This design comes from an exercise in tuning for a short achievable clock period and few clock cycles on the open sky130 flow, not from production work.
Where RTL was checked, it was by simulation tests only, not by an equivalence proof against the original.
Some runs may be left out. An edit can pass the tests and still lose a function that they never use.
The RTL of run 3 was laid out without a check of its function.
Power figures rest on the tool's default switching activity, not on a simulated workload.

==> design.v <==
`timescale 1ns / 1ps
module BTB(
        input CLK,
        input Reset,
        input [31:0] pc,
        output [3:0] hit,
        output [31:0] target,
        input alloc,
        input [31:0] alloc_pc,
        input [31:0] alloc_target,
        input inval,
        input [3:0] inval_sel
    );
    reg [3:0]  valid;
    reg [31:0] tag [0:3];
    reg [31:0] tgt [0:3];
    reg [1:0]  ptr;
    reg        al_q, in_q;
    reg [31:0] al_pc_q, al_tgt_q;
    reg [3:0]  in_sel_q;
    genvar i;
    generate
        for (i = 0; i < 4; i = i + 1) begin : g
            assign hit[i] = valid[i] & (tag[i] == pc);
        end
    endgenerate
    assign target = ({32{hit[0]}} & tgt[0]) | ({32{hit[1]}} & tgt[1])
                  | ({32{hit[2]}} & tgt[2]) | ({32{hit[3]}} & tgt[3]);
    integer k;
    always @(posedge CLK)
    begin
        al_q     <= alloc & ~Reset;       
        if (alloc) begin
            al_pc_q  <= alloc_pc;
            al_tgt_q <= alloc_target;
        end
        in_q     <= inval;
        in_sel_q <= inval_sel;
        if (Reset) begin
            valid <= 4'b0000;
            ptr   <= 2'd0;
        end else begin
            for (k = 0; k < 4; k = k + 1) begin
                if (al_q && ptr == k)
                    valid[k] <= 1'b1;
                else if (in_q && in_sel_q[k])
                    valid[k] <= 1'b0;
            end
            if (al_q)
                ptr <= ptr + 2'd1;
        end
        for (k = 0; k < 4; k = k + 1) begin
            if (al_q && ptr == k) begin
                tag[k] <= al_pc_q;
                tgt[k] <= al_tgt_q;
            end
        end
    end
endmodule
`timescale 1ns / 1ps
module ControlUnit(
        input  [31:0] instr,
        input  [4:0]  rdX,           
        input         wenX,          
        output [31:1] oh1,           
        output        byp1,          
        output [31:1] oh2,           
        output        byp2,          
        output        selimm,        
        output        wen,           
        output        isLoad, isStore, isBranch, isJal, isJalr,
        output        sAdd, sSub, sSll, sSlt, sSltu, sXor, sSrl, sSra, sOr, sAnd,
        output        sLoad, sLink, sLui, sAuipc,
        output        bEq, bNe, bLt, bGe, bLtu, bGeu,
        output        ldB, ldH, ldW, ldBu, ldHu,
        output        stH, stW
    );
    wire [6:0] op     = instr[6:0];
    wire [4:0] rd     = instr[11:7];
    wire [2:0] f3     = instr[14:12];
    wire [4:0] rs1    = instr[19:15];
    wire [4:0] rs2    = instr[24:20];
    wire       f7b5   = instr[30];
    wire isR    = (op == 7'b0110011);
    wire isI    = (op == 7'b0010011);
    assign isLoad   = (op == 7'b0000011);
    assign isStore  = (op == 7'b0100011);
    assign isBranch = (op == 7'b1100011);
    assign isJal    = (op == 7'b1101111);
    assign isJalr   = (op == 7'b1100111);
    wire isLui  = (op == 7'b0110111);
    wire isAuipc= (op == 7'b0010111);
    wire alu = isR | isI;
    assign wen = (alu | isLoad | isJal | isJalr | isLui | isAuipc) & (rd != 5'd0);
    assign selimm = isI | isLoad | isJalr;
    wire use2 = isR | isBranch | isStore;
    assign byp1 = wenX & (rs1 == rdX);
    assign byp2 = wenX & (rs2 == rdX) & use2;
    genvar i;
    generate
        for (i = 1; i < 32; i = i + 1) begin : g
            assign oh1[i] = (rs1 == i) & ~byp1;
            assign oh2[i] = (rs2 == i) & ~byp2 & use2;
        end
    endgenerate
    assign sAdd  = alu & f3 == 3'b000 & ~(isR & f7b5);
    assign sSub  = isR & f3 == 3'b000 & f7b5;
    assign sSll  = alu & f3 == 3'b001;
    assign sSlt  = alu & f3 == 3'b010;
    assign sSltu = alu & f3 == 3'b011;
    assign sXor  = alu & f3 == 3'b100;
    assign sSrl  = alu & f3 == 3'b101 & ~f7b5;
    assign sSra  = alu & f3 == 3'b101 & f7b5;
    assign sOr   = alu & f3 == 3'b110;
    assign sAnd  = alu & f3 == 3'b111;
    assign sLoad = isLoad;
    assign sLink = isJal | isJalr;
    assign sLui  = isLui;
    assign sAuipc= isAuipc;
    assign bEq  = isBranch & f3 == 3'b000;
    assign bNe  = isBranch & f3 == 3'b001;
    assign bLt  = isBranch & f3 == 3'b100;
    assign bGe  = isBranch & f3 == 3'b101;
    assign bLtu = isBranch & f3 == 3'b110;
    assign bGeu = isBranch & f3 == 3'b111;
    assign ldB  = f3 == 3'b000;
    assign ldH  = f3 == 3'b001;
    assign ldBu = f3 == 3'b100;
    assign ldHu = f3 == 3'b101;
    assign ldW  = ~(ldB | ldH | ldBu | ldHu);
    assign stH  = f3[1:0] == 2'b01;
    assign stW  = f3[1:0] == 2'b10;
endmodule
`timescale 1ns / 1ps
module Extend(
        input [31:0] instr,
        output [31:0] imm
    );
    wire [6:0] op = instr[6:0];
    wire isS = (op == 7'b0100011);
    wire isB = (op == 7'b1100011);
    wire isU = (op == 7'b0110111) | (op == 7'b0010111);
    wire isJ = (op == 7'b1101111);
    wire isI = ~(isS | isB | isU | isJ);
    wire [31:0] immI = {{20{instr[31]}}, instr[31:20]};
    wire [31:0] immS = {{20{instr[31]}}, instr[31:25], instr[11:7]};
    wire [31:0] immB = {{19{instr[31]}}, instr[31], instr[7], instr[30:25], instr[11:8], 1'b0};
    wire [31:0] immU = {instr[31:12], 12'h000};
    wire [31:0] immJ = {{11{instr[31]}}, instr[31], instr[19:12], instr[20], instr[30:21], 1'b0};
    assign imm = ({32{isI}} & immI) | ({32{isS}} & immS) | ({32{isB}} & immB)
               | ({32{isU}} & immU) | ({32{isJ}} & immJ);
endmodule
module KSAdd #(parameter W = 32, parameter L = 5) (
        input  [W-1:0] a,
        input  [W-1:0] b,
        input          cin,
        output [W-1:0] s,
        output         cout
    );
    wire [W-1:0] g [0:L];
    wire [W-1:0] p [0:L];
    wire [W-1:0] p0 = a ^ b;
    assign g[0] = (a & b) | {{(W-1){1'b0}}, p0[0] & cin};
    assign p[0] = p0;
    genvar l, i;
    generate
        for (l = 0; l < L; l = l + 1) begin : lv
            for (i = 0; i < W; i = i + 1) begin : bt
                if (i >= (1 << l)) begin : m
                    assign g[l+1][i] = g[l][i] | (p[l][i] & g[l][i-(1<<l)]);
                    assign p[l+1][i] = p[l][i] & p[l][i-(1<<l)];
                end else begin : c
                    assign g[l+1][i] = g[l][i];
                    assign p[l+1][i] = p[l][i];
                end
            end
        end
    endgenerate
    assign s    = p0 ^ {g[L][W-2:0], cin};
    assign cout = g[L][W-1];
endmodule
`timescale 1ns / 1ps
module ALU(
        input [31:0] a,
        input [31:0] b,
        input sAdd, sSub, sSll, sSlt, sSltu, sXor, sSrl, sSra, sOr, sAnd,
        input bEq, bNe, bLt, bGe, bLtu, bGeu,
        output [31:0] out,
        output [31:0] sum,
        output taken
    );
    wire [31:0] diff;
    wire        c_add, c_sub;
    KSAdd #(32, 5) add_u(.a(a), .b(b),  .cin(1'b0), .s(sum),  .cout(c_add));
    KSAdd #(32, 5) sub_u(.a(a), .b(~b), .cin(1'b1), .s(diff), .cout(c_sub));
    wire eq  = (a == b);
    wire ltu = ~c_sub;
    wire lt  = (a[31] ^ b[31]) ? a[31] : ltu;
    wire [4:0] sh = b[4:0];
    wire [31:0] sll = a << sh;
    wire [31:0] srl = a >> sh;
    wire [31:0] sra = $signed(a) >>> sh;
    assign out = ({32{sAdd}} & sum) | ({32{sSub}} & diff)
               | ({32{sSll}} & sll) | ({32{sSrl}} & srl) | ({32{sSra}} & sra)
               | {31'd0, (sSlt & lt) | (sSltu & ltu)}
               | ({32{sXor}} & (a ^ b)) | ({32{sOr}} & (a | b)) | ({32{sAnd}} & (a & b));
    assign taken = (bEq & eq) | (bNe & ~eq) | (bLt & lt) | (bGe & ~lt)
                 | (bLtu & ltu) | (bGeu & ~ltu);
endmodule
`timescale 1ns / 1ps
module RegisterFile(
        input CLK,
        input z1,                
        input [31:1] oh1,
        input byp1,
        input [31:1] oh2,
        input byp2,
        input [31:0] immb,       
        input [4:0] imma,        
        input [31:1] woh,        
        input [31:0] wd,
        output [31:0] rd1,
        output [31:0] rd2,
        output [31:0] aoh        
    );
    reg [31:0] regFile [1:31];
    wire [4:0] sb = wd[4:0] + imma;
    wire [4:0] sr [1:31];
    genvar g;
    generate
        for (g = 1; g < 32; g = g + 1) begin : gs
            assign sr[g] = regFile[g][4:0] + imma;
        end
    endgenerate
    reg [31:0] a, b;
    reg [4:0]  as;
    integer i;
    always @(*)
    begin
        a  = {32{byp1}} & wd;
        b  = ({32{byp2}} & wd) | immb;
        as = ({5{byp1}} & sb) | ({5{z1}} & imma);
        for (i = 1; i < 32; i = i + 1) begin
            a  = a  | ({32{oh1[i]}} & regFile[i]);
            b  = b  | ({32{oh2[i]}} & regFile[i]);
            as = as | ({5{oh1[i]}} & sr[i]);
        end
    end
    assign rd1 = a;
    assign rd2 = b;
    assign aoh = 32'd1 << as;
    always @(posedge CLK)
    begin
        for (i = 1; i < 32; i = i + 1)
            if (woh[i])
                regFile[i] <= wd;
    end
endmodule
`timescale 1ns / 1ps
module DataMEM(
        input CLK,
        input we,                
        input stH, stW,          
        input ldB, ldH, ldW, ldBu, ldHu,
        input [31:0] aoh,        
        input [31:0] wdata,
        output [31:0] rdata
    );
    reg [255:0] ram;
    reg [7:0] b0, b1, b2, b3;
    integer k;
    always @(*)
    begin
        b0 = 8'd0; b1 = 8'd0; b2 = 8'd0; b3 = 8'd0;
        for (k = 0; k < 32; k = k + 1) begin
            b0 = b0 | ({8{aoh[k]}} & ram[k*8 +: 8]);
            b1 = b1 | ({8{aoh[k]}} & ram[((k+1)%32)*8 +: 8]);
            b2 = b2 | ({8{aoh[k]}} & ram[((k+2)%32)*8 +: 8]);
            b3 = b3 | ({8{aoh[k]}} & ram[((k+3)%32)*8 +: 8]);
        end
    end
    wire s0 = (ldB & b0[7]);
    wire s1 = (ldH & b1[7]);
    assign rdata[7:0]   = b0;
    assign rdata[15:8]  = ((ldH | ldHu | ldW) ? b1 : 8'd0) | {8{s0}};
    assign rdata[31:16] = (ldW ? {b3, b2} : 16'd0) | {16{s0 | s1}};
    genvar j;
    generate
        for (j = 0; j < 32; j = j + 1) begin : g
            wire o0 = aoh[j];
            wire o1 = aoh[(j+31)%32] & (stH | stW);
            wire o2 = aoh[(j+30)%32] & stW;
            wire o3 = aoh[(j+29)%32] & stW;
            wire [7:0] d = ({8{o0}} & wdata[7:0]) | ({8{o1}} & wdata[15:8])
                         | ({8{o2}} & wdata[23:16]) | ({8{o3}} & wdata[31:24]);
            always @(posedge CLK)
                if (we & (o0 | o1 | o2 | o3)) ram[j*8 +: 8] <= d;
        end
    endgenerate
endmodule
`timescale 1ns / 1ps
module SingleCycleCPU(
        input CLK,                   
        input Reset,                 
        output [31:0] imem_addr,     
        input  [31:0] imem_data,     
        output retire_valid,         
        output [31:0] retire_pc,     
        output retire_we,            
        output [4:0] retire_rd,      
        output [31:0] retire_data    
    );
    reg  [31:0] pcO;
    reg  [31:0] pcFn;
    wire [31:0] pcF = ~pcFn;
    reg         vX;
    reg  [31:0] pcX;
    reg         predX;           
    reg  [3:0]  hitX;            
    reg  [31:0] immX;            
    reg  [31:0] immBX;           
    reg  [4:0]  immAX;           
    reg  [4:0]  rdX;
    reg  [31:1] oh1X, oh2X;
    reg         z1X, byp1X, byp2X, wenX;
    reg         isLoadX, isStoreX, isBranchX, isJalX, isJalrX;
    reg         sAddX, sSubX, sSllX, sSltX, sSltuX, sXorX, sSrlX, sSraX, sOrX, sAndX;
    reg         sLoadX, sLinkX, sLuiX, sAuipcX;
    reg         bEqX, bNeX, bLtX, bGeX, bLtuX, bGeuX;
    reg         ldBX, ldHX, ldWX, ldBuX, ldHuX, stHX, stWX;
    reg  [31:1] woh;             
    reg  [31:0] wd;              
    reg         r_valid, r2_valid;
    reg  [31:0] r_pc,    r2_pc;
    reg         r_we,    r2_we;
    reg  [4:0]  r_rd,    r2_rd;
    reg  [31:0] r_data,  r2_data;
    wire [31:1] oh1F, oh2F;
    wire        byp1F, byp2F, selimmF, wenF;
    wire        isLoadF, isStoreF, isBranchF, isJalF, isJalrF;
    wire        sAddF, sSubF, sSllF, sSltF, sSltuF, sXorF, sSrlF, sSraF, sOrF, sAndF;
    wire        sLoadF, sLinkF, sLuiF, sAuipcF;
    wire        bEqF, bNeF, bLtF, bGeF, bLtuF, bGeuF;
    wire        ldBF, ldHF, ldWF, ldBuF, ldHuF, stHF, stWF;
    wire [31:0] immF;
    wire        wen_x = vX & wenX;
    wire [31:1] rd_oh;
    genvar gi;
    generate
        for (gi = 1; gi < 32; gi = gi + 1) begin : g_rd
            assign rd_oh[gi] = (rdX == gi);
        end
    endgenerate
    ControlUnit control(
        .instr(imem_data), .rdX(rdX), .wenX(wen_x),
        .oh1(oh1F), .byp1(byp1F), .oh2(oh2F), .byp2(byp2F), .selimm(selimmF), .wen(wenF),
        .isLoad(isLoadF), .isStore(isStoreF), .isBranch(isBranchF), .isJal(isJalF), .isJalr(isJalrF),
        .sAdd(sAddF), .sSub(sSubF), .sSll(sSllF), .sSlt(sSltF), .sSltu(sSltuF), .sXor(sXorF),
        .sSrl(sSrlF), .sSra(sSraF), .sOr(sOrF), .sAnd(sAndF),
        .sLoad(sLoadF), .sLink(sLinkF), .sLui(sLuiF), .sAuipc(sAuipcF),
        .bEq(bEqF), .bNe(bNeF), .bLt(bLtF), .bGe(bGeF), .bLtu(bLtuF), .bGeu(bGeuF),
        .ldB(ldBF), .ldH(ldHF), .ldW(ldWF), .ldBu(ldBuF), .ldHu(ldHuF), .stH(stHF), .stW(stWF)
    );
    Extend ext(.instr(imem_data), .imm(immF));
    wire [31:0] A, B, aoh;
    RegisterFile regfile(
        .CLK(CLK),
        .z1(z1X), .oh1(oh1X), .byp1(byp1X), .oh2(oh2X), .byp2(byp2X),
        .immb(immBX), .imma(immAX),
        .woh(woh), .wd(wd),
        .rd1(A), .rd2(B), .aoh(aoh)
    );
    wire [31:0] alu_out, sum;
    wire        cond;
    ALU alu(
        .a(A), .b(B),
        .sAdd(sAddX), .sSub(sSubX), .sSll(sSllX), .sSlt(sSltX), .sSltu(sSltuX),
        .sXor(sXorX), .sSrl(sSrlX), .sSra(sSraX), .sOr(sOrX), .sAnd(sAndX),
        .bEq(bEqX), .bNe(bNeX), .bLt(bLtX), .bGe(bGeX), .bLtu(bLtuX), .bGeu(bGeuX),
        .out(alu_out), .sum(sum), .taken(cond)
    );
    wire [31:0] load_data;
    DataMEM datamem(
        .CLK(CLK),
        .we(vX & isStoreX), .stH(stHX), .stW(stWX),
        .ldB(ldBX), .ldH(ldHX), .ldW(ldWX), .ldBu(ldBuX), .ldHu(ldHuX),
        .aoh(aoh), .wdata(B),
        .rdata(load_data)
    );
    wire [31:0] pc4, tgt, pcF4;
    wire        c_pc4, c_tgt, c_pcF4;
    KSAdd #(32, 5) pc4_u(.a(pcX), .b(32'd4), .cin(1'b0), .s(pc4), .cout(c_pc4));
    KSAdd #(32, 5) tgt_u(.a(pcX), .b(immX),  .cin(1'b0), .s(tgt), .cout(c_tgt));    
    KSAdd #(32, 5) pcF4_u(.a(pcF), .b(32'd4), .cin(1'b0), .s(pcF4), .cout(c_pcF4));
    wire [31:0] wb_data = alu_out
                        | ({32{sLoadX}}  & load_data)
                        | ({32{sLinkX}}  & pc4)
                        | ({32{sLuiX}}   & immX)
                        | ({32{sAuipcX}} & tgt);
    wire taken = isJalX | isJalrX | cond;
    wire mispredict = vX & (predX ? ~taken : taken);
    wire [3:0]  btb_hit;
    wire [31:0] btb_target;
    wire        pred  = |btb_hit;
    wire [31:0] npcF  = pred ? btb_target : pcF4;
    wire ctl = vX & (isBranchX | isJalX);
    wire [31:0] T1 = (ctl & ~predX) ? tgt : npcF;
    wire [31:0] T0 = (ctl & predX & ~isJalX) ? pc4 : npcF;
    wire [31:0] T0j = (ctl & ~predX & isJalX) ? tgt : T0;
    wire [31:0] pc_next = (vX & isJalrX) ? {sum[31:1], 1'b0} : (cond ? T1 : T0j);
    wire btb_alloc = vX & ~predX & (isJalX | cond);
    wire btb_inval = vX & predX & ~taken;
    BTB btb(
        .CLK(CLK), .Reset(Reset),
        .pc(pcF),
        .hit(btb_hit), .target(btb_target),
        .alloc(btb_alloc), .alloc_pc(pcX), .alloc_target(tgt),
        .inval(btb_inval), .inval_sel(hitX)
    );
    always @(posedge CLK)
    begin
        if (Reset) begin
            pcO  <= 32'd0;
            pcFn <= 32'hffffffff;
        end else begin
            pcO  <= pc_next;
            pcFn <= ~pc_next;
        end
        vX      <= ~Reset & ~mispredict;
        pcX     <= pcF;
        predX   <= pred;
        hitX    <= btb_hit;
        immX    <= immF;
        immBX   <= {32{selimmF}} & immF;
        immAX   <= {5{isLoadF | isStoreF}} & immF[4:0];
        rdX     <= imem_data[11:7];
        oh1X    <= oh1F;     oh2X <= oh2F;
        z1X     <= (imem_data[19:15] == 5'd0);
        byp1X   <= byp1F;    byp2X <= byp2F;
        wenX    <= wenF;
        isLoadX <= isLoadF;  isStoreX <= isStoreF; isBranchX <= isBranchF;
        isJalX  <= isJalF;   isJalrX <= isJalrF;
        sAddX <= sAddF; sSubX <= sSubF; sSllX <= sSllF; sSltX <= sSltF; sSltuX <= sSltuF;
        sXorX <= sXorF; sSrlX <= sSrlF; sSraX <= sSraF; sOrX <= sOrF; sAndX <= sAndF;
        sLoadX <= sLoadF; sLinkX <= sLinkF; sLuiX <= sLuiF; sAuipcX <= sAuipcF;
        bEqX <= bEqF; bNeX <= bNeF; bLtX <= bLtF; bGeX <= bGeF; bLtuX <= bLtuF; bGeuX <= bGeuF;
        ldBX <= ldBF; ldHX <= ldHF; ldWX <= ldWF; ldBuX <= ldBuF; ldHuX <= ldHuF;
        stHX <= stHF; stWX <= stWF;
        woh     <= {31{wen_x}} & rd_oh;
        wd      <= wb_data;
        r_valid <= ~Reset & vX;
        r_pc    <= pcX;
        r_we    <= wen_x;
        r_rd    <= rdX;
        r_data  <= {32{wen_x}} & wb_data;
        r2_valid <= ~Reset & r_valid;
        r2_pc    <= r_pc;
        r2_we    <= r_we;
        r2_rd    <= r_rd;
        r2_data  <= r_data;
    end
    assign imem_addr    = pcO;
    assign retire_valid = r2_valid;
    assign retire_pc    = r2_pc;
    assign retire_we    = r2_we;
    assign retire_rd    = r2_rd;
    assign retire_data  = r2_data;
endmodule
==> flow/run.sh <==
#!/bin/bash
set -euo pipefail
bash standard.sh synth > log_synth.txt 2>&1
bash standard.sh floorplan place > log_floorplan_place.txt 2>&1
bash standard.sh SETUP_SLACK_MARGIN=15 TNS_END_PERCENT=100 cts route finish > log_cts_route_finish.txt 2>&1
==> standard.sh <==
#!/bin/bash
# synth_recipe.tcl (not shown) runs the flow's synth.tcl, then flattens the netlist and writes it again
# the make line also repeats each setting of config.mk as NAME=value (left out here)
make -C /OpenROAD-flow-scripts/flow DESIGN_CONFIG=/design/flow/config.mk WORK_HOME=/design/flow/orfs CLKGATE_MAP_FILE= SYNTH_SCRIPT=/design/flow/synth_recipe.tcl "${@:-finish}"
==> config.mk <==
export PLATFORM = sky130hd
export DESIGN_NAME = SingleCycleCPU
export DESIGN_NICKNAME = SingleCycleCPU
export VERILOG_FILES = /design/flow/design.v
export SDC_FILE = /design/flow/constraint.sdc
export NUM_CORES = 4
export LEC_CHECK = 0
export CAP_MARGIN = 20
export CELL_PAD_IN_SITES_DETAIL_PLACEMENT = 1
export CELL_PAD_IN_SITES_GLOBAL_PLACEMENT = 1
export CORE_MARGIN = 2
export CORE_UTILIZATION = 35
export SLEW_MARGIN = 20
==> constraint.sdc <==
create_clock -name core_clock -period 20.0 [get_ports {CLK}]
set_input_delay 4.0000 -clock core_clock [delete_from_list [all_inputs] [get_ports {CLK}]]
set_output_delay 4.0000 -clock core_clock [all_outputs]
set_load 0.01 [all_outputs]
**Run 1: signal wires on met4**

The bar under the picture is 200 um long. Supply wires on this layer in grey.
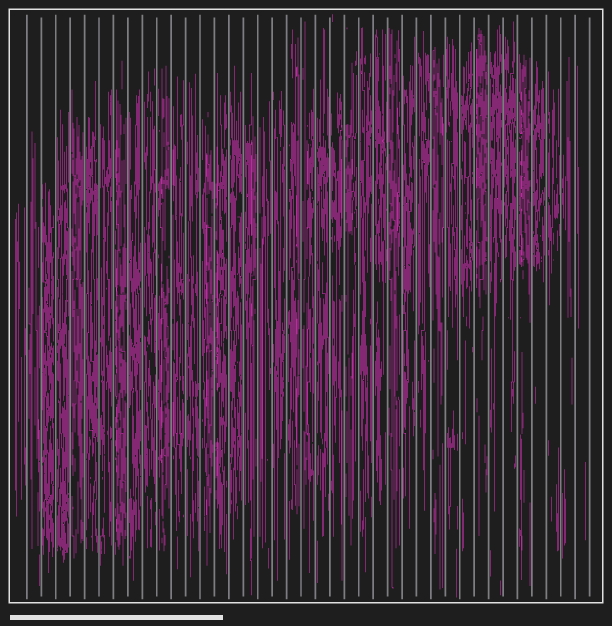
The layer carries 90.1 mm of wire. 1129 nets have wire on it. The longest straight run is 392 um. The wires run mostly vertical.
final WL: 789000 um
routed via count: 116k

**Run 1: cell placement**

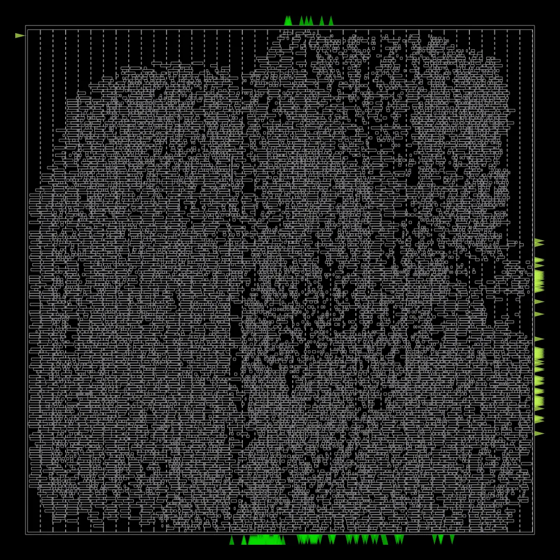
final std cells w/o fill: 15.1k
post-layout util: 48.2%
FFs & Latches: 2057
fraction of area in registers: 39.1%
# fillers: 30.8k

**Run 1: clock wires, drivers and flops**

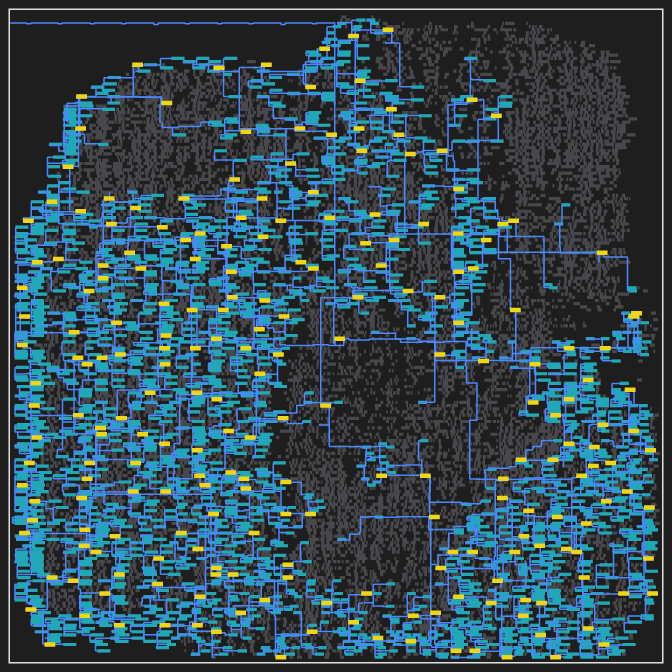
Yellow shows clock-net drivers, count 228. Cyan shows flip-flops, count 2057. Blue shows clock wires, length 29.1 mm.
There are 229 routed clock nets. Position of the flops: all over the die.
Clk power: 4430 uW
Clk Latency, worst-skew pair: 990 ps
Setup Skew: 129 ps
clock power share: 40.3%

**Run 1: a small window of the routed layout**

The bar under the picture is 10 um long. Region (398, 398) to (438, 438) um. Cells in grey, sequential cells in the stronger grey; small squares are vias.
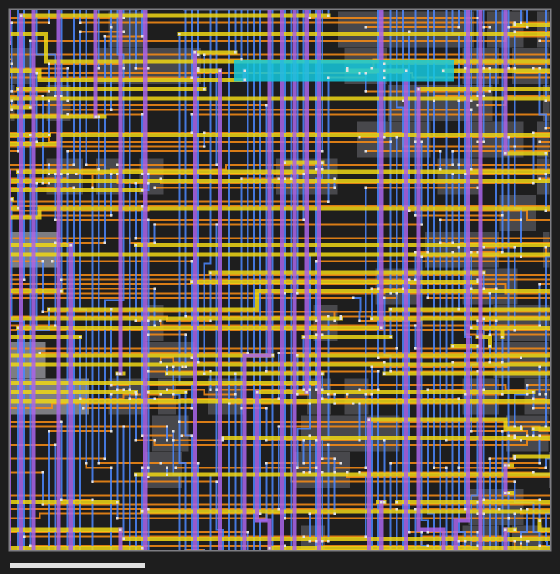
Blue shows M2. Yellow shows M3. Orange shows M1. Purple shows M4. Cyan shows M5.
43 logic cells have their middle in the window. Most frequent: buf_4 (8), nand3_1 (5). Netlist names of flops here include datamem.ram (1). Sequential cells in the window: 1.

==> results.cfg, run 1 <==
[outcome]
status = failed layout checks
check.faults = max-capacitance violations, max-slew violations

[cells_and_area]
multi_input_gates = 6400
largest_reg_flops = 992
largestRegisters = regfile.regFile x992, datamem.ram x256
clkbuf_count = 313
clkCellAreaFrac_pct = 5.24
multi_input_area_share_pct = 36.3
final_common_cell = edfxtp_1
drive_above_1_share_pct = 32.2
syn_to_final_growth_pct = 36.9
signal_buffer_area_fraction_pct = 15.0
antennaDiodeCount = 86
nNonClkBuffers = 1844
multi_input_area_um2 = 53200
layout_common_cells = 1568 x edfxtp_1, 990 x buf_4, 866 x a22oi_1
fin_nets = 11083
largest_register = regfile.regFile
dominant-cell-class = flip-flops and latches
inv_count = 221
seqCellArea_um2 = 57200
postLayoutCellArea_um2 = 146000

[timing]
maxSlewHeadroom_pct = -0.209
min_period_ps = 5870
clock.fmax_mhz = 170
finalSetupViolCount = 0
worst_pin_slew_ps = 1500
rsz0062_at_grt = yes
worst_slack_ps = 14130
period_share_pct = 29.4
fin_hold_ws_ps = 290
drv_slew = 40
hold_violations = 0
tns_ps = 0

[logic_synthesis]
yosys.area_share.simple_pct = 11.4
synth_most_common_cell = edfxtp_1
ys_top_cells_by_area = edfxtp_1 44%, dfxtp_1 9.2%, a22oi_1 6.5%
synthXorXnorAreaFrac_pct = 2.98
muxShareOfSynthArea_pct = 1.36
synth_fa_ha_area_share_pct = 3.72
ys_types = 112
synth.top_cell.area_share_pct = 44.0
yosysSeqAreaShare_pct = 53.2
ys_warn_count = 8
syn_nets = 9882
ys.flop_type = edfxtp_1
netlist_area_um2 = 107000
syn_area_per_cell_um2 = 11.2
async_reset_ff_share_pct = 0
synth_cells = 9551
synth-compound-area-share_pct = 23.1
synth_top_family_by_area = compound AO/OA/AOI/OAI gates
synth_edf_count = 1568
synthTopCellsByCount = 1568 x edfxtp_1, 931 x a22oi_1, 597 x clkbuf_1
yosysTopAreaCell = edfxtp_1
ys_ff_latch = 2057

[critical_path]
worstPathMaxFanout = 14
crit_buf_inv = 5
critical_path.top_delay_family = compound AO/OA/AOI/OAI gates
endpoint_kind = flip-flop
worstSetupStartpoint = immAX[0]$_DFF_P_
path_depth = 18
cp_cell_sequence = buf_16, ha_4, fa_2, a21o_1, a21oi_4, xnor2_2, a2111oi_4, and3_4, buf_4, a31oi_2, buf_12, and3_4, buf_8, a221oi_4, o2111ai_4, o31ai_2, buf_4, nand4_1
cpMaxStageDelayCell = nand4_1
critPathCapture = wd[11]$_DFF_P_
r2r_slack_ps = 14130
r2r_end = wd[11]$_DFF_P_
reg2reg_depth = 18
criticalPathCategory = reg2reg
critPathLaunchType = flip-flop
max_stage_delay_ps = 730
worst_ep_arrival_time_ps = 6420
worst_r2r_startpoint = immAX[0]$_DFF_P_
worstPathRequired_ps = 20550

[detailed_routing]
drcViolationCount = 0
drt-met1-wl_um = 264000
top_layer = met5
viasPerCell = 7.66
first_iter_violations = 23482
drtAntennaViolNets = 0
dr_wl_met3_um = 128000
firstDrtPassIters = 13
wl_per_cell_um = 52.2
wl_met2_um = 305000

[clock_network]
cts_buffers = 228
cts_setup_buffers = 848
path_clk_slew_ps = 70
cts_tree = done
root_buffer = clkbuf_16
cts.path.max_buffers = 4
ctsHtreeMaxLevel = 4
post_cts_resized = 2455
cts.sinks = 2057
hold_buffers = 0

[floorplanning]
die_area_um2 = 310000
std_cell_rows = 202
initial_core_util_pct = 35.2
core_area_um2 = 304000
io_pins = 137
taps = 4080
die_h_um = 557
die_w_um = 557

[grt]
grt_use_met2_pct = 66.3
antenna_found_initial = 94
grt_use_met1_pct = 55.9
gr-usage-met3_pct = 24.5
busiest_layer = met2
overflow = 0
grt_pass1_wl_um = 1020000
grt_pass1_vias = 107791
grt_util_all_layers_pct = 48.6
grt_max_degree = 73

[power]
power_leader = sequential cells
powerDensity_nw_per_um2 = 75.1
netSwitchingFraction_pct = 29.6
ir_drop_uv = 81.4
seq-power_uw = 4660
p_int_uw = 7750
p_leak_uw = 0.0528
fin_total_pwr_uw = 11000
power_frac_comb_pct = 17.3
p_comb_uw = 1910
p_switching_uw = 3250
power_frac_seq_pct = 42.4

[worst_hold_path]
hold_depth = 0
hp-class = reg2reg
hp-start = r_pc[21]$_DFF_P_
hold_end = r2_pc[21]$_DFF_P_

[place]
gp_congestion = 1.05
portBuffers = 136
dp_cells = 13329
dpl_worst_slack_ps = 11580
dp_hpwl_um = 461000
place_area_um2 = 114000

[run]
max_cap_violations = 1
Testbench counts for the RTL of run 1, summed over its fixed seeds: cycles 25,992.
==> run 2, diff against run 1 <==
==> run.sh (new file) <==
#!/bin/bash
# synth_recipe.tcl (not shown) runs the flow's synth.tcl, then flattens the netlist and writes it again
# the make line also repeats each setting of config.mk as NAME=value (left out here)
make -C /OpenROAD-flow-scripts/flow DESIGN_CONFIG=/design/flow/config.mk WORK_HOME=/design/flow/orfs CLKGATE_MAP_FILE= SYNTH_SCRIPT=/design/flow/synth_recipe.tcl finish
--- a/config.mk
+++ b/config.mk
@@ -9,5 +9,5 @@
 export CELL_PAD_IN_SITES_DETAIL_PLACEMENT = 1
 export CELL_PAD_IN_SITES_GLOBAL_PLACEMENT = 1
 export CORE_MARGIN = 2
-export CORE_UTILIZATION = 35
+export CORE_UTILIZATION = 30
 export SLEW_MARGIN = 20
removed: flow/run.sh
removed: standard.sh
==> run 2 against run 1 <==
The run now finishes clean. Fmax down 32%. Final area down 16%. Largest power group unchanged. Clock power up 5%. Clock-buffer cell count down 24. Hold slack better by 36 ps. Critical path type unchanged. Clock skew down 10 ps. Sequential power about the same. Critical path depth unchanged. Combinational power down 37%. Non-clock buffer count down 1270. Via count down 11%. First-iteration DRC count down 15%. Largest cell class unchanged.
==> results.cfg, run 2 <==
[outcome]
status = no timing/DRC/antenna violations

[cells_and_area]
largestRegisters = regfile.regFile x992, datamem.ram x256
final_common_cell = edfxtp_1
layout_common_cells = 1568 x edfxtp_1, 931 x a22oi_1, 470 x nand2_1
inv_count = 221
dominant-cell-class = flip-flops and latches
finish.utilization_pct = 34.6
largest_reg_flops = 992
multi_input_area_um2 = 46100
syn_to_final_growth_pct = 15.1
clkCellAreaFrac_pct = 6.56
design.seq.count = 2057
largest_register = regfile.regFile
postLayoutCellArea_um2 = 123000
fillers = 38589
fin_nets = 9795
clkbuf_count = 289
nNonClkBuffers = 574
layout.cells.non_filler = 14500
multi_input_area_share_pct = 37.5
signal_buffer_area_fraction_pct = 3.94

[logic_synthesis]
synth_top_family_by_area = compound AO/OA/AOI/OAI gates
async_reset_ff_share_pct = 0
synth_most_common_cell = edfxtp_1
muxShareOfSynthArea_pct = 1.36
syn_nets = 9882
synthTopCellsByCount = 1568 x edfxtp_1, 931 x a22oi_1, 597 x clkbuf_1
ys_ff_latch = 2057
yosysSeqAreaShare_pct = 53.2
syn_area_per_cell_um2 = 11.2
synth.top_cell.area_share_pct = 44.0
yosys.area_share.simple_pct = 11.4
ys.flop_type = edfxtp_1
synth_cells = 9551
ys_top_cells_by_area = edfxtp_1 44%, dfxtp_1 9.2%, a22oi_1 6.5%

[detailed_routing]
dr_wl_met3_um = 95600
top_layer = met5
firstDrtPassIters = 11
drcViolationCount = 0
wl_per_cell_um = 46.4
drt_wl_total_um = 672000
wl_met2_um = 273000
drt-met1-wl_um = 241000
route.vias.total = 103161
viasPerCell = 7.11
first_iter_violations = 19962

[power]
ir_drop_uv = 74.4
power_leader = sequential cells
p_int_uw = 7550
power.share.clock_pct = 44.1
fin_total_pwr_uw = 10500
p_switching_uw = 2950
power_frac_seq_pct = 44.4
pg_clk_uw = 4630

[grt]
grt_pass1_vias = 98905
busiest_layer = met2
grt_use_met1_pct = 43.0
grt_util_all_layers_pct = 35.5
antenna_found_initial = 63
gr-usage-met3_pct = 14.2
grt_max_degree = 131
overflow = 0

[timing]
fin_skew_ps = 119
fin_hold_ws_ps = 326
worst_slack_ps = 11390
min_period_ps = 8620
clock.fmax_mhz = 116
maxSlewHeadroom_pct = 11.4
worst_pin_slew_ps = 1320
hold_violations = 0
finalSetupViolCount = 0
tns_ps = 0
drv_slew = 0

[clock_network]
hold_buffers = 0
cts_buffers = 231
post_cts_resized = 0
clk_latency_ps = 1020
cts_setup_buffers = 0
path_clk_slew_ps = 60
cts_tree = done

[floorplanning]
std_cell_rows = 219
taps = 4751
initial_core_util_pct = 30.1
core_area_um2 = 355000
die_w_um = 601
die_h_um = 601

[critical_path]
worst_ep_arrival_time_ps = 9400
criticalPathCategory = reg2reg
reg2reg_depth = 18
r2r_slack_ps = 11390
r2r_end = pcO[15]$_SDFF_PP0_
worstPathMaxFanout = 68
critPathLaunchType = flip-flop
cpMaxStageDelayCell = dfxtp_2
path_depth = 18
worst_r2r_startpoint = oh2X[8]$_DFF_P_

[worst_hold_path]
hold_end = r2_rd[2]$_DFF_P_
hp-class = reg2reg
hold_depth = 0

[place]
dp_cells = 13978
portBuffers = 136
dpl_worst_slack_ps = 11680
dp_hpwl_um = 440000
place_area_um2 = 115000
**Run 2: a small window of the routed layout**

The bar under the picture is 10 um long. Region (431, 431) to (471, 471) um. Cells in grey, sequential cells in the stronger grey; small squares are vias.
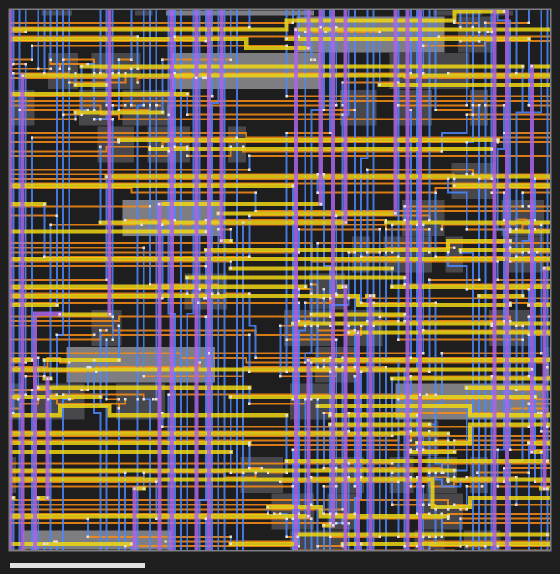
Orange shows M1. Blue shows M2. Purple shows M4. Yellow shows M3.
Sequential cells in the window: 6. Netlist names of flops here include datamem.ram (5), r_data (1). 48 logic cells have their middle in the window. Most frequent: a22o_1 (8), edfxtp_1 (5), buf_4 (5).

**Run 2: register map, names as in the netlist**

The bar under the picture is 200 um long.
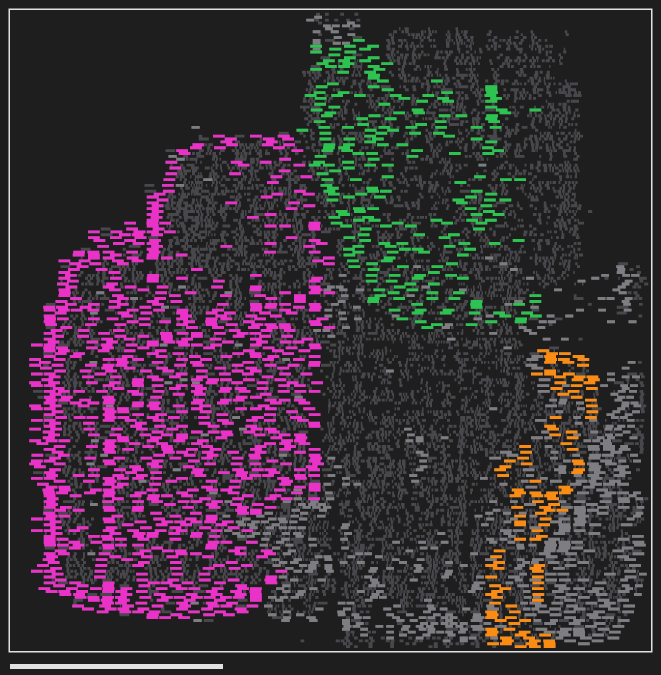
Orange shows btb.tgt, placed flops 128. Magenta shows regfile.regFile, placed flops 992. Green shows datamem.ram, placed flops 256.
FF+latch area: 57000 um2
sequential power: 4660 uW

==> run 3, diff against run 2 <==
--- a/design.v
+++ b/design.v
@@ -29,11 +29,9 @@
     integer k;
     always @(posedge CLK)
     begin
-        al_q     <= alloc & ~Reset;       
-        if (alloc) begin
-            al_pc_q  <= alloc_pc;
-            al_tgt_q <= alloc_target;
-        end
+        al_q     <= alloc;
+        al_pc_q  <= alloc_pc;
+        al_tgt_q <= alloc_target;
         in_q     <= inval;
         in_sel_q <= inval_sel;
         if (Reset) begin
@@ -150,35 +148,6 @@
     assign imm = ({32{isI}} & immI) | ({32{isS}} & immS) | ({32{isB}} & immB)
                | ({32{isU}} & immU) | ({32{isJ}} & immJ);
 endmodule
-module KSAdd #(parameter W = 32, parameter L = 5) (
-        input  [W-1:0] a,
-        input  [W-1:0] b,
-        input          cin,
-        output [W-1:0] s,
-        output         cout
-    );
-    wire [W-1:0] g [0:L];
-    wire [W-1:0] p [0:L];
-    wire [W-1:0] p0 = a ^ b;
-    assign g[0] = (a & b) | {{(W-1){1'b0}}, p0[0] & cin};
-    assign p[0] = p0;
-    genvar l, i;
-    generate
-        for (l = 0; l < L; l = l + 1) begin : lv
-            for (i = 0; i < W; i = i + 1) begin : bt
-                if (i >= (1 << l)) begin : m
-                    assign g[l+1][i] = g[l][i] | (p[l][i] & g[l][i-(1<<l)]);
-                    assign p[l+1][i] = p[l][i] & p[l][i-(1<<l)];
-                end else begin : c
-                    assign g[l+1][i] = g[l][i];
-                    assign p[l+1][i] = p[l][i];
-                end
-            end
-        end
-    endgenerate
-    assign s    = p0 ^ {g[L][W-2:0], cin};
-    assign cout = g[L][W-1];
-endmodule
 `timescale 1ns / 1ps
 module ALU(
         input [31:0] a,
@@ -189,13 +158,11 @@
         output [31:0] sum,
         output taken
     );
-    wire [31:0] diff;
-    wire        c_add, c_sub;
-    KSAdd #(32, 5) add_u(.a(a), .b(b),  .cin(1'b0), .s(sum),  .cout(c_add));
-    KSAdd #(32, 5) sub_u(.a(a), .b(~b), .cin(1'b1), .s(diff), .cout(c_sub));
+    assign sum = a + b;
+    wire [31:0] diff = a - b;
     wire eq  = (a == b);
-    wire ltu = ~c_sub;
-    wire lt  = (a[31] ^ b[31]) ? a[31] : ltu;
+    wire lt  = $signed(a) < $signed(b);
+    wire ltu = a < b;
     wire [4:0] sh = b[4:0];
     wire [31:0] sll = a << sh;
     wire [31:0] srl = a >> sh;
@@ -215,8 +182,8 @@
         input byp1,
         input [31:1] oh2,
         input byp2,
-        input [31:0] immb,       
-        input [4:0] imma,        
+        input selimm,
+        input [31:0] imm,
         input [31:1] woh,        
         input [31:0] wd,
         output [31:0] rd1,
@@ -224,31 +191,33 @@
         output [31:0] aoh        
     );
     reg [31:0] regFile [1:31];
-    wire [4:0] sb = wd[4:0] + imma;
-    wire [4:0] sr [1:31];
+    wire [4:0]  sb = wd[4:0] + imm[4:0];
+    wire [31:0] db = 32'd1 << sb;
+    wire [31:0] dz = 32'd1 << imm[4:0];
+    wire [31:0] dr [1:31];
     genvar g;
     generate
         for (g = 1; g < 32; g = g + 1) begin : gs
-            assign sr[g] = regFile[g][4:0] + imma;
+            wire [4:0] s = regFile[g][4:0] + imm[4:0];
+            assign dr[g] = 32'd1 << s;
         end
     endgenerate
-    reg [31:0] a, b;
-    reg [4:0]  as;
+    reg [31:0] a, b, ao;
     integer i;
     always @(*)
     begin
         a  = {32{byp1}} & wd;
-        b  = ({32{byp2}} & wd) | immb;
-        as = ({5{byp1}} & sb) | ({5{z1}} & imma);
+        b  = ({32{byp2}} & wd) | ({32{selimm}} & imm);
+        ao = ({32{byp1}} & db) | ({32{z1}} & dz);
         for (i = 1; i < 32; i = i + 1) begin
             a  = a  | ({32{oh1[i]}} & regFile[i]);
             b  = b  | ({32{oh2[i]}} & regFile[i]);
-            as = as | ({5{oh1[i]}} & sr[i]);
+            ao = ao | ({32{oh1[i]}} & dr[i]);
         end
     end
     assign rd1 = a;
     assign rd2 = b;
-    assign aoh = 32'd1 << as;
+    assign aoh = ao;
     always @(posedge CLK)
     begin
         for (i = 1; i < 32; i = i + 1)
@@ -310,19 +279,15 @@
         output [4:0] retire_rd,      
         output [31:0] retire_data    
     );
-    reg  [31:0] pcO;
-    reg  [31:0] pcFn;
-    wire [31:0] pcF = ~pcFn;
+    reg  [31:0] pcF;
     reg         vX;
     reg  [31:0] pcX;
     reg         predX;           
     reg  [3:0]  hitX;            
-    reg  [31:0] immX;            
-    reg  [31:0] immBX;           
-    reg  [4:0]  immAX;           
+    reg  [31:0] immX;
     reg  [4:0]  rdX;
     reg  [31:1] oh1X, oh2X;
-    reg         z1X, byp1X, byp2X, wenX;
+    reg         z1X, byp1X, byp2X, selimmX, wenX;
     reg         isLoadX, isStoreX, isBranchX, isJalX, isJalrX;
     reg         sAddX, sSubX, sSllX, sSltX, sSltuX, sXorX, sSrlX, sSraX, sOrX, sAndX;
     reg         sLoadX, sLinkX, sLuiX, sAuipcX;
@@ -330,11 +295,11 @@
     reg         ldBX, ldHX, ldWX, ldBuX, ldHuX, stHX, stWX;
     reg  [31:1] woh;             
     reg  [31:0] wd;              
-    reg         r_valid, r2_valid;
-    reg  [31:0] r_pc,    r2_pc;
-    reg         r_we,    r2_we;
-    reg  [4:0]  r_rd,    r2_rd;
-    reg  [31:0] r_data,  r2_data;
+    reg         r_valid;
+    reg  [31:0] r_pc;
+    reg         r_we;
+    reg  [4:0]  r_rd;
+    reg  [31:0] r_data;
     wire [31:1] oh1F, oh2F;
     wire        byp1F, byp2F, selimmF, wenF;
     wire        isLoadF, isStoreF, isBranchF, isJalF, isJalrF;
@@ -366,7 +331,7 @@
     RegisterFile regfile(
         .CLK(CLK),
         .z1(z1X), .oh1(oh1X), .byp1(byp1X), .oh2(oh2X), .byp2(byp2X),
-        .immb(immBX), .imma(immAX),
+        .selimm(selimmX), .imm(immX),
         .woh(woh), .wd(wd),
         .rd1(A), .rd2(B), .aoh(aoh)
     );
@@ -387,11 +352,8 @@
         .aoh(aoh), .wdata(B),
         .rdata(load_data)
     );
-    wire [31:0] pc4, tgt, pcF4;
-    wire        c_pc4, c_tgt, c_pcF4;
-    KSAdd #(32, 5) pc4_u(.a(pcX), .b(32'd4), .cin(1'b0), .s(pc4), .cout(c_pc4));
-    KSAdd #(32, 5) tgt_u(.a(pcX), .b(immX),  .cin(1'b0), .s(tgt), .cout(c_tgt));    
-    KSAdd #(32, 5) pcF4_u(.a(pcF), .b(32'd4), .cin(1'b0), .s(pcF4), .cout(c_pcF4));
+    wire [31:0] pc4    = pcX + 32'd4;
+    wire [31:0] tgt    = pcX + immX;       
     wire [31:0] wb_data = alu_out
                         | ({32{sLoadX}}  & load_data)
                         | ({32{sLinkX}}  & pc4)
@@ -402,7 +364,7 @@
     wire [3:0]  btb_hit;
     wire [31:0] btb_target;
     wire        pred  = |btb_hit;
-    wire [31:0] npcF  = pred ? btb_target : pcF4;
+    wire [31:0] npcF  = pred ? btb_target : pcF + 32'd4;
     wire ctl = vX & (isBranchX | isJalX);
     wire [31:0] T1 = (ctl & ~predX) ? tgt : npcF;
     wire [31:0] T0 = (ctl & predX & ~isJalX) ? pc4 : npcF;
@@ -419,25 +381,20 @@
     );
     always @(posedge CLK)
     begin
-        if (Reset) begin
-            pcO  <= 32'd0;
-            pcFn <= 32'hffffffff;
-        end else begin
-            pcO  <= pc_next;
-            pcFn <= ~pc_next;
-        end
+        if (Reset)
+            pcF <= 32'd0;
+        else
+            pcF <= pc_next;
         vX      <= ~Reset & ~mispredict;
         pcX     <= pcF;
         predX   <= pred;
         hitX    <= btb_hit;
         immX    <= immF;
-        immBX   <= {32{selimmF}} & immF;
-        immAX   <= {5{isLoadF | isStoreF}} & immF[4:0];
         rdX     <= imem_data[11:7];
         oh1X    <= oh1F;     oh2X <= oh2F;
         z1X     <= (imem_data[19:15] == 5'd0);
         byp1X   <= byp1F;    byp2X <= byp2F;
-        wenX    <= wenF;
+        selimmX <= selimmF;  wenX <= wenF;
         isLoadX <= isLoadF;  isStoreX <= isStoreF; isBranchX <= isBranchF;
         isJalX  <= isJalF;   isJalrX <= isJalrF;
         sAddX <= sAddF; sSubX <= sSubF; sSllX <= sSllF; sSltX <= sSltF; sSltuX <= sSltuF;
@@ -447,22 +404,18 @@
         ldBX <= ldBF; ldHX <= ldHF; ldWX <= ldWF; ldBuX <= ldBuF; ldHuX <= ldHuF;
         stHX <= stHF; stWX <= stWF;
         woh     <= {31{wen_x}} & rd_oh;
-        wd      <= wb_data;
+        if (wen_x)
+            wd  <= wb_data;
         r_valid <= ~Reset & vX;
         r_pc    <= pcX;
         r_we    <= wen_x;
         r_rd    <= rdX;
-        r_data  <= {32{wen_x}} & wb_data;
-        r2_valid <= ~Reset & r_valid;
-        r2_pc    <= r_pc;
-        r2_we    <= r_we;
-        r2_rd    <= r_rd;
-        r2_data  <= r_data;
+        r_data  <= wb_data;
     end
-    assign imem_addr    = pcO;
-    assign retire_valid = r2_valid;
-    assign retire_pc    = r2_pc;
-    assign retire_we    = r2_we;
-    assign retire_rd    = r2_rd;
-    assign retire_data  = r2_data;
+    assign imem_addr    = pcF;
+    assign retire_valid = r_valid;
+    assign retire_pc    = r_pc;
+    assign retire_we    = r_we;
+    assign retire_rd    = r_rd;
+    assign retire_data  = r_data;
 endmodule
==> flow/run.sh (new file) <==
#!/bin/bash
set -euo pipefail
bash standard.sh synth > log_synth.txt 2>&1
bash standard.sh floorplan place > log_floorplan_place.txt 2>&1
bash standard.sh SETUP_SLACK_MARGIN=15 TNS_END_PERCENT=20 cts route finish > log_cts_route_finish.txt 2>&1
==> standard.sh (new file) <==
#!/bin/bash
# synth_recipe.tcl (not shown) runs the flow's synth.tcl, then flattens the netlist and writes it again
# the make line also repeats each setting of config.mk as NAME=value (left out here)
make -C /OpenROAD-flow-scripts/flow DESIGN_CONFIG=/design/flow/config.mk WORK_HOME=/design/flow/orfs CLKGATE_MAP_FILE= SYNTH_SCRIPT=/design/flow/synth_recipe.tcl "${@:-finish}"
--- a/config.mk
+++ b/config.mk
@@ -6,8 +6,6 @@
 export NUM_CORES = 4
 export LEC_CHECK = 0
 export CAP_MARGIN = 20
-export CELL_PAD_IN_SITES_DETAIL_PLACEMENT = 1
-export CELL_PAD_IN_SITES_GLOBAL_PLACEMENT = 1
 export CORE_MARGIN = 2
-export CORE_UTILIZATION = 30
+export CORE_UTILIZATION = 40
 export SLEW_MARGIN = 20
removed: run.sh
==> run 3 against run 2 <==
Area after synthesis rose by 2.0%. Synthesized cell count rose by 8.9%. The flow now stops in 5_1_grt.
==> results.cfg, run 3 <==
[floorplanning]
die_w_um = 526
die_h_um = 526
initial_core_util_pct = 40.3
std_cell_rows = 191
io_pins = 137

[place]
dpl_worst_slack_ps = 11240
dp_hpwl_um = 638000
place_area_um2 = 118000
gp_congestion = 1.27
portBuffers = 136
dp_cells = 13925

[grt]
busiest_layer = met2
gr-usage-met3_pct = 55.8
overflow = 10
grt_util_all_layers_pct = 70.9
grt_use_met2_pct = 87.6
grt_max_degree = 66
grt_use_met1_pct = 69.4

[logic_synthesis]
ys_types = 105
synth_most_common_cell = edfxtp_1
synth_cells = 10398
synthXorXnorAreaFrac_pct = 3.09
ys_top_cells_by_area = edfxtp_1 42%, a22oi_1 7.5%, dfxtp_1 6.4%
yosysTopAreaCell = edfxtp_1
yosysSeqAreaShare_pct = 48.7
synth_top_family_by_area = compound AO/OA/AOI/OAI gates
yosys.area_share.simple_pct = 13.9
synth-compound-area-share_pct = 26.2
ys_ff_latch = 1886
synth.top_cell.area_share_pct = 42.3
syn_area_per_cell_um2 = 10.5
synthTopCellsByCount = 1536 x edfxtp_1, 1090 x a22oi_1, 652 x clkbuf_1
netlist_area_um2 = 109000
synth_edf_count = 1536
synth_fa_ha_area_share_pct = 3.65
ys_warn_count = 7
ys.flop_type = edfxtp_1
async_reset_ff_share_pct = 0
muxShareOfSynthArea_pct = 0.891
syn_nets = 10729

[clock_network]
cts.sinks = 1886
ctsHtreeMaxLevel = 4
hold_buffers = 0
cts_buffers = 196
post_cts_resized = 2221
cts_setup_buffers = 605
cts.path.max_buffers = 4
root_buffer = clkbuf_16

[outcome]
lastStage = 5_1_grt
status = stopped before the end
error = [ERROR GRT-0232] Routing congestion too high. Check the congestion heatmap in the GUI.

## what the ideal ports hide
The flow's constraints put no driver on any port. The routed layouts listed below were extracted and timed again, unchanged, in two steps. Step 1 sets driving cells, clkbuf_16 on the clock port and buf_2 on the other inputs (assumed; they add their load-dependent delay and slew). Step 2, shift: input delay + t, output delay - t, t = (earliest + latest rising clock arrival at the registers) / 2. This alone moves slack from input paths to output paths. a / b / c = ideal / step 1 / step 2; a / b = the first two.
| run | t (ns) | setup WS [ns] | worst setup path at the end | worst data-port slew with drivers (ns) | cell pins on the clock port's net |
|---|---|---|---|---|---|
| run 1 | 1.033 | 14.130 / 14.130 / 13.998 | input to register | 0.05 | 1 |
| run 2 | 1.075 | 11.385 / 11.385 / 11.385 | register to register | 0.08 | 1 |
For run 1, which loses most, drivers alone change the setup slack by 0.000 ns; drivers and shift together by -0.132 ns.
